This is an optimization exercise on Yosys and OpenROAD, whose aim is small area, a short achievable clock period and few clock cycles per item, not a production implementation. The RTL was checked by simulation tests, not by an equivalence proof against the original design.

==> config.mk <==
export PLATFORM = sky130hd
export DESIGN_NAME = speck_hash
export DESIGN_NICKNAME = speck_hash
export VERILOG_FILES = /design/flow/design.v
export SDC_FILE = /design/flow/constraint.sdc
export NUM_CORES = 4
export LEC_CHECK = 0
export CAP_MARGIN = 20
export CORE_MARGIN = 2
export CORE_UTILIZATION = 40
export SLEW_MARGIN = 20
==> constraint.sdc <==
create_clock -name core_clock -period 5.0 [get_ports {clk}]
set_input_delay 1.0000 -clock core_clock [delete_from_list [all_inputs] [get_ports {clk}]]
set_output_delay 1.0000 -clock core_clock [all_outputs]
set_load 0.01 [all_outputs]
==> design.v <==
`timescale 1ns / 1ps
module Adder(ain1,
             ain2,
             add_out
    );
    input [63:0] ain1;
    input [63:0] ain2;
    output [63:0] add_out;
    assign add_out = ain1+ain2;
endmodule
`timescale 1ns / 1ps
module Shift_left(in,
                  out
    );
    input[63:0] in;
    output[63:0] out;
    assign out = (in<<2);
endmodule
`timescale 1ns / 1ps
module Shift_right(in,
                   out
    );
    input[63:0] in;
    output[63:0] out;
    assign out = (in>>7);
endmodule
`timescale 1ns / 1ps
module mux2to1(in1,
               in2,
               ld,
               out
    );
    input[63:0] in1,in2;
    input ld;
    output reg [63:0] out;
    always@(*)
    begin
    if(!ld)
        out = in1;
    else
        out = in2;
    end
endmodule
`timescale 1ns / 1ps
module Reg_Speck(din,
                 dout,
                 clk,
                 reset
    );
    input[63:0] din;
    input clk,reset;
    output reg [63:0] dout;
    always @ (posedge clk or posedge reset)
    begin
         if (reset)
         dout<=64'd0;
         else
         dout<= din;
    end
endmodule
`timescale 1ns / 1ps
module speck_hash(X,
                  Y1,
                  H1,
                  K1,
                  start,
                  ready,
                  valid,
                  hout,
                  clk,
                  reset_reg
    );
    input [63:0] X,H1,K1,Y1;
    input clk,reset_reg;
    input start;
    output ready;
    output reg valid;
    output [63:0] hout;
    wire[63:0] mtoxw,mtoyw,mtokw,mtohw;
    wire[63:0] w1,w2,w3,w4,w5,w7,hk;
    wire[63:0] w21,w23,w24,w25,w26,ww;
    wire[63:0] w6,w8,H,H_final;
    reg busy;
    reg [3:0] cnt;
    wire ld, ld1;
    assign ready = ~busy;
    assign ld    = busy;
    assign ld1   = ~(cnt == 4'd8);
    always @(posedge clk or posedge reset_reg)
    begin
        if (reset_reg) begin
            busy  <= 1'b0;
            cnt   <= 4'd0;
            valid <= 1'b0;
        end else begin
            valid <= busy && (cnt == 4'd12);
            if (!busy) begin
                busy <= start;
                cnt  <= 4'd0;
            end else if (cnt == 4'd12) begin
                busy <= 1'b0;
                cnt  <= 4'd0;
            end else begin
                cnt  <= cnt + 4'd1;
            end
        end
    end
    mux2to1 m1(.in1(X),.in2(w6),.ld(ld),.out(mtoxw));
    mux2to1 m2(.in1(Y1),.in2(w8),.ld(ld),.out(mtoyw));
    mux2to1 mk(.in1(K1),.in2(w5),.ld(ld),.out(mtokw));
    mux2to1 mhh(.in1(H1),.in2(hk),.ld(ld),.out(mtohw));
    Reg_Speck   regx  (.din(mtoxw),.dout(w1),.clk(clk),.reset(reset_reg));
    Reg_Speck   regy  (.din(mtoyw),.dout(w2),.clk(clk),.reset(reset_reg));
    Reg_Speck   regk1 (.din(mtokw),.dout(w5),.clk(clk),.reset(reset_reg));
    Reg_Speck   regh1 (.din(mtohw),.dout(hk),.clk(clk),.reset(reset_reg));
    Shift_right sr  (.in(w1),.out(w3));
    Adder add       (.ain1(w3),.ain2(w2),.add_out(w4));
    assign w6 = w4^w5;
    Shift_left sl   (.in(w2),.out(w7));
    assign w8 = w6^w7;
    assign H = w1 ^ w2;
    assign H_final = H^hk;
    mux2to1 mh          (.in1(H_final),.in2(ww),.ld(ld1),.out(w21));
    Shift_right sr1     (.in(w21),.out(w23));
    Shift_left  sl1     (.in(w21),.out(w25));
    Adder     add1      (.ain1(w23),.ain2(w5),.add_out(w24));
    assign w26  = w24 ^ w25;
    Reg_Speck   addh    (.din(w26),.dout(ww),.clk(clk),.reset(reset_reg));
    Reg_Speck finalh (.din(ww),.dout(hout),.clk(clk),.reset(reset_reg));
endmodule
==> run.sh <==
#!/bin/bash
# synth_recipe.tcl (not shown) runs the flow's synth.tcl, then flattens the netlist and writes it again
# the make line also repeats each setting of config.mk as NAME=value (left out here)
make -C /OpenROAD-flow-scripts/flow DESIGN_CONFIG=/design/flow/config.mk WORK_HOME=/design/flow/orfs CLKGATE_MAP_FILE= SYNTH_SCRIPT=/design/flow/synth_recipe.tcl finish
==> reports/results.txt <==
Outcome: timing/DRC/antenna clean
CTS tree: yes
Cell Count, Final, Fillers Out: 3449
GRT Util Overall: 24.7%
CTS Buffer Depth: 3
DR WL/cell: 22.0 µm
Core ar.: 0.0587 mm²
Yosys reg bits: 390
Delay-heaviest family, CP: compound AO/OA/AOI/OAI gates
Required @ worst endpoint: 5.45 ns
Resize count post-CTS: 0
Die H: 247 µm
Dpl cells: 3363
Critical-path cell list: inv_1 > ha_1 > nand2_1 > or2_4 > o21ai_0 > ha_1 > inv_1 > fa_1 > nor2b_1 > o31a_1 > o21ai_0 > a211oi_1 > o21ai_0 > a211oi_1 > o21ai_0 > a21oi_1 > nor2_1 > xor2_1
Post-CTS setup buffer count: 0
Synthesized Nets: 2713
Final worst slack: 0.381 ns
Mapped Cells: 2324
Initial DRC count: 1144
Most used DFF post-synth: dfrtp_1
Setup_tns: 0 ns
Commonest non-fill, non-tap cell in the layout: dfrtp_1
Max Cap Violations: 0
Clock Tree Root: clkbuf_16
Sequential fraction of the synthesis area: 41.3%
Ys async rst share: 100%
Post-synthesis area per instance: 10.2 µm²
Dpl cell area: 0.0277 mm²
RSZ-0062 raised after global routing: no
Final Slew Violations: 0
Worst skew pair latency: 0.59 ns
Clock sinks: 390
Most used cell, CP: o21ai_0
H-tree lvl count: 2
Layout cells sized above 1: 11.6%
Mapped cell area: 0.0236 mm²
Initial antenna violation count: 2
Worst Path Max Fanout: 12
Synth cell types: 78
Number of port buffers: 324
Diode count: 0
Rel. slew slack: 32.9%
Initial core utilization: 40.2%
Setup violators final: 0
Area growth syn-to-layout: 24.4%
Overflow after GRT: 0
Die Width: 247 µm
Largest net degree at the start of global routing: 93
Die Area: 0.0610 mm²
DP Worst Slack: 0.310 ns
RePlAce Congestion: 0.949
Period minus WS final: 4.62 ns
Number of buffers created by CTS: 46
Arrival time at the worst endpoint: 5.07 ns
Final ANT Viol Nets: 0
Fmax: 216 MHz
Min-delay worst type: flip-flop to flip-flop
Post-synth EDFFs: 0
First-pass GRT wire length: 114000 µm
Slew of the pin with the lowest slew margin: 1.01 ns
Residual DRC: 0
Min Hold Slack: 0.377 ns
CP peak stage delay: 0.43 ns
Routed vias/inst: 5.40
# hold bufs at CTS: 0
Setup crit end kind: flip-flop
1st-pass router iterations: 6
Yosys warns: 3
Clock-pin slew on the worst setup and hold paths: 0.06 ns
Nets: 3027
CP max stage cell: fa_1
Post-DP HPWL: 60500 µm
Vias: 18600
Buf/Inv on CP: 2
Most frequent cells in the layout: 389 x dfrtp_1, 324 x clkdlybuf4s50_1, 293 x xnor2_1, 187 x a21oi_1, 180 x nand2_1
Period utilization: 92.4%
Hold Vio Cnt, Final: 0
Clk_skew: 0.0295 ns
Vias in the first global route: 19000
Setup CP Type: flip-flop to flip-flop
Kind of start point of the critical path: flip-flop
Testbench counts, summed over its fixed seeds: cycles 5,384, hashes 384.
-- per-layer routing --
metal	GRT usage, %	wire length (µm)
met4	6.20	1880
met5	0	0
met2	41.7	36700
met3	3.48	3830
met1	33.3	33300
-- cells in the mapped netlist, types with 34 or more instances --
cell type / number / area, µm²
a21o_1: 71 / 533
o21ai_0: 144 / 721
mux2_2: 171 / 1930
a21oi_1: 187 / 936
ha_1: 128 / 1600
nand2_1: 180 / 676
clkbuf_1: 74 / 278
xor2_1: 118 / 1030
nor2_1: 141 / 529
xnor2_1: 293 / 2570
inv_1: 64 / 240
dfrtp_1: 390 / 9760
nor3_1: 34 / 170
-- flip-flops by register name, indices dropped and copies added (netlist names) --
name and cells:
regx.dout 64, regk1.dout 64, finalh.dout 64, valid 1
regy.dout 64, busy 1, regh1.dout 64, cnt 4
addh.dout 64
-- path summary, 6_finish.rpt --
check / startpoint / end / slack [ns] / cells after the start
worst min register to register: addh.dout[20] / finalh.dout[20] / 0.38 / 0
min in group asynchronous: reset_reg / regh1.dout[9] / 0.91 / 2
max in group asynchronous: reset_reg / addh.dout[20] / 2.98 / 4
worst max register to register: cnt[0] / addh.dout[56] / 0.38 / 18
worst min-delay path: addh.dout[20] / finalh.dout[20] / 0.38 / 0
worst max-delay path: cnt[0] / addh.dout[56] / 0.38 / 18
-- kinds of logic after synthesis --
family | count (synthesis) | share of synthesized area [%]
xor gates and xnor gates | 418 | 15.9
muxes | 193 | 9.11
and+or+nand+nor | 491 | 9.42
AOI/OAI and AO/OA | 551 | 14.7
adders and majority gates | 130 | 6.95
buffers and inverters | 151 | 2.61
DFF | 390 | 41.3
-- layout make-up --
type                       count  area, µm²
clock buffer                  60       1280
clock inverter                26        352
fill                        5329      29300
inverter                      64        244
multi-input combinational   1783      13300
sequential                   390       9760
tap                          773        967
timing repair buffer         353       3510
**Cell sizes after repair**

The bar under the picture is 50 µm long.
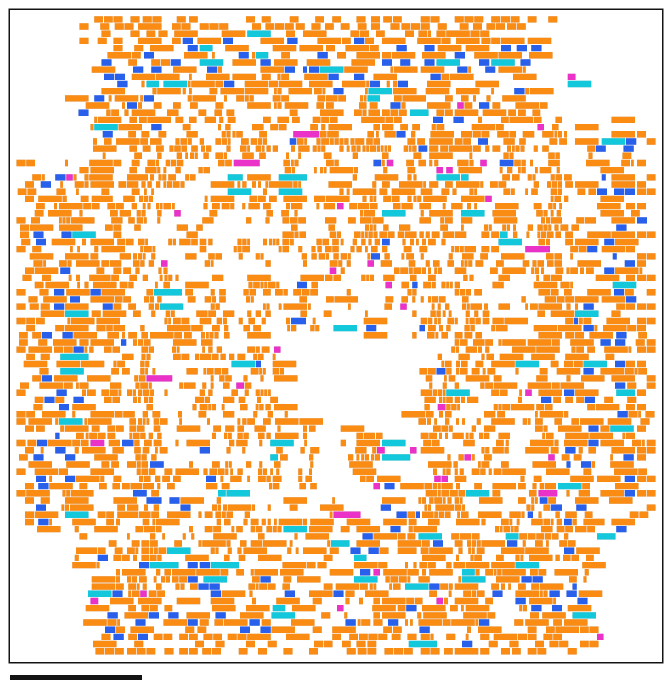
- cyan: drive 6 and up (cells 70; share 2.6%)
- orange: drive 1 or less (cells 2366; share 88%)
- blue: drive 2 (cells 200; share 7.5%)
- magenta: drive 3 to 4 (cells 40; share 1.5%)

**Wiring by layer**

The bar under the picture is 50 µm long.
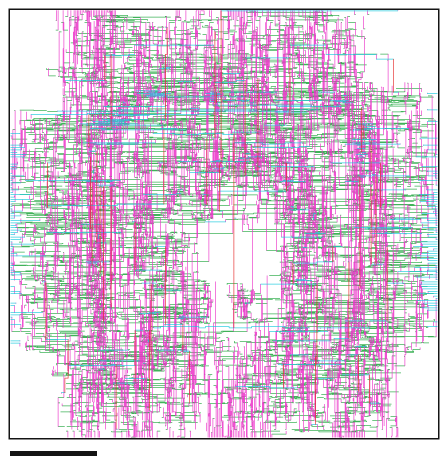
- red: met4 (wire length 1880 µm)
- magenta: met2 (wire length 36.7 mm)
- cyan: met3 (wire length 3830 µm)
- green: met1 (wire length 33.3 mm)

**The whole layout, all layers**

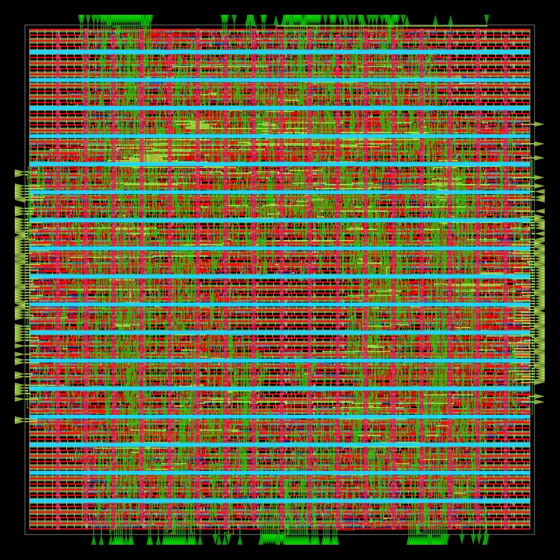
site row count: 89
final core occ: 50.1%
Top Ports: 325
fin area: 0.0294 mm²
final WL: 75800 µm

**Signal metal coverage by tile**

The die is cut into 25 by 25 equal tiles; dark blue is low, red is high, scaled to the fullest tile. Values are wire area over tile area, all layers added.
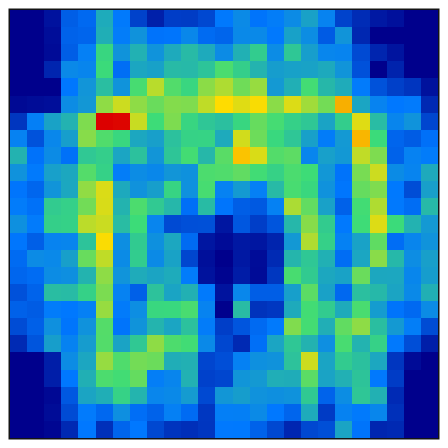
- tiles over half the peak: 17%
- nearly empty tiles: 7.5%
- mean over tiles: 0.20
- densest ninth of the die: north
- fullest tile: 0.61

**Layout detail**

The bar under the picture is 5 µm long. Region (52, 175) to (72, 195) µm. Cells in grey, sequential cells in the stronger grey; small squares are vias.
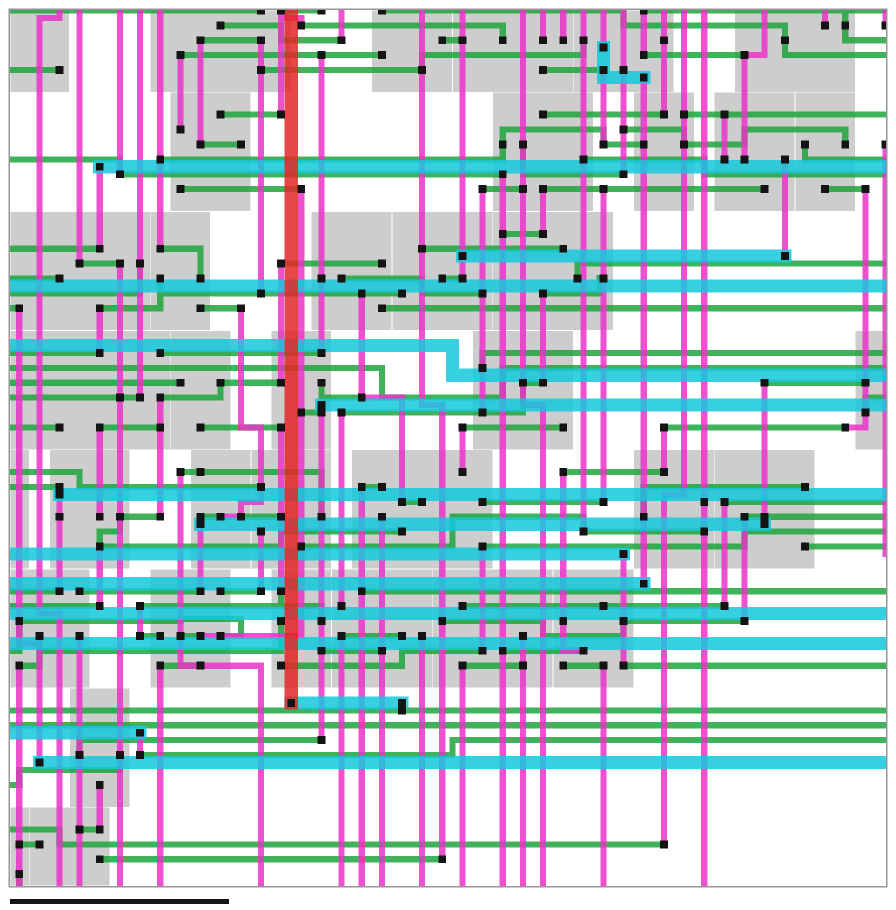
- magenta: met2
- cyan: met3
- green: met1
- red: met4
- sequential cells in the window: 0
- cells with their middle in the window: 33
- most frequent: a21oi_1 (6), nand2_1 (5), o21ai_0 (4)

afterwards: timing with drivers on the ports:
No port has a modelled driver above. Below, the same layout with a new extraction and two added sets of constraints.
Step 1: set_driving_cell puts a clkbuf_16 on clk and a buf_2 on each other input, an assumption about the parent block.
Step 2 adds t to the input delays and takes it off the output delays; t is the mean of the earliest and latest rising clock arrival at the registers after step 1. Input paths then give back, and output paths get back, about the clock's delay inside the block.
Three values: no drivers, after step 1, after step 2; two values: the first two.
t (ns): 0.631
setup slack, ns: 0.381 / 0.381 / 0.381
hold slack, ns: 0.377 / 0.377 / 0.377
worst setup path at the end: register to register
clock arrival spread, ns: 0.030 / 0.030
After both steps setup and hold are still met in this run. The setup slack of this run moves by 0.000 ns with the drivers and by 0.000 ns with both steps.
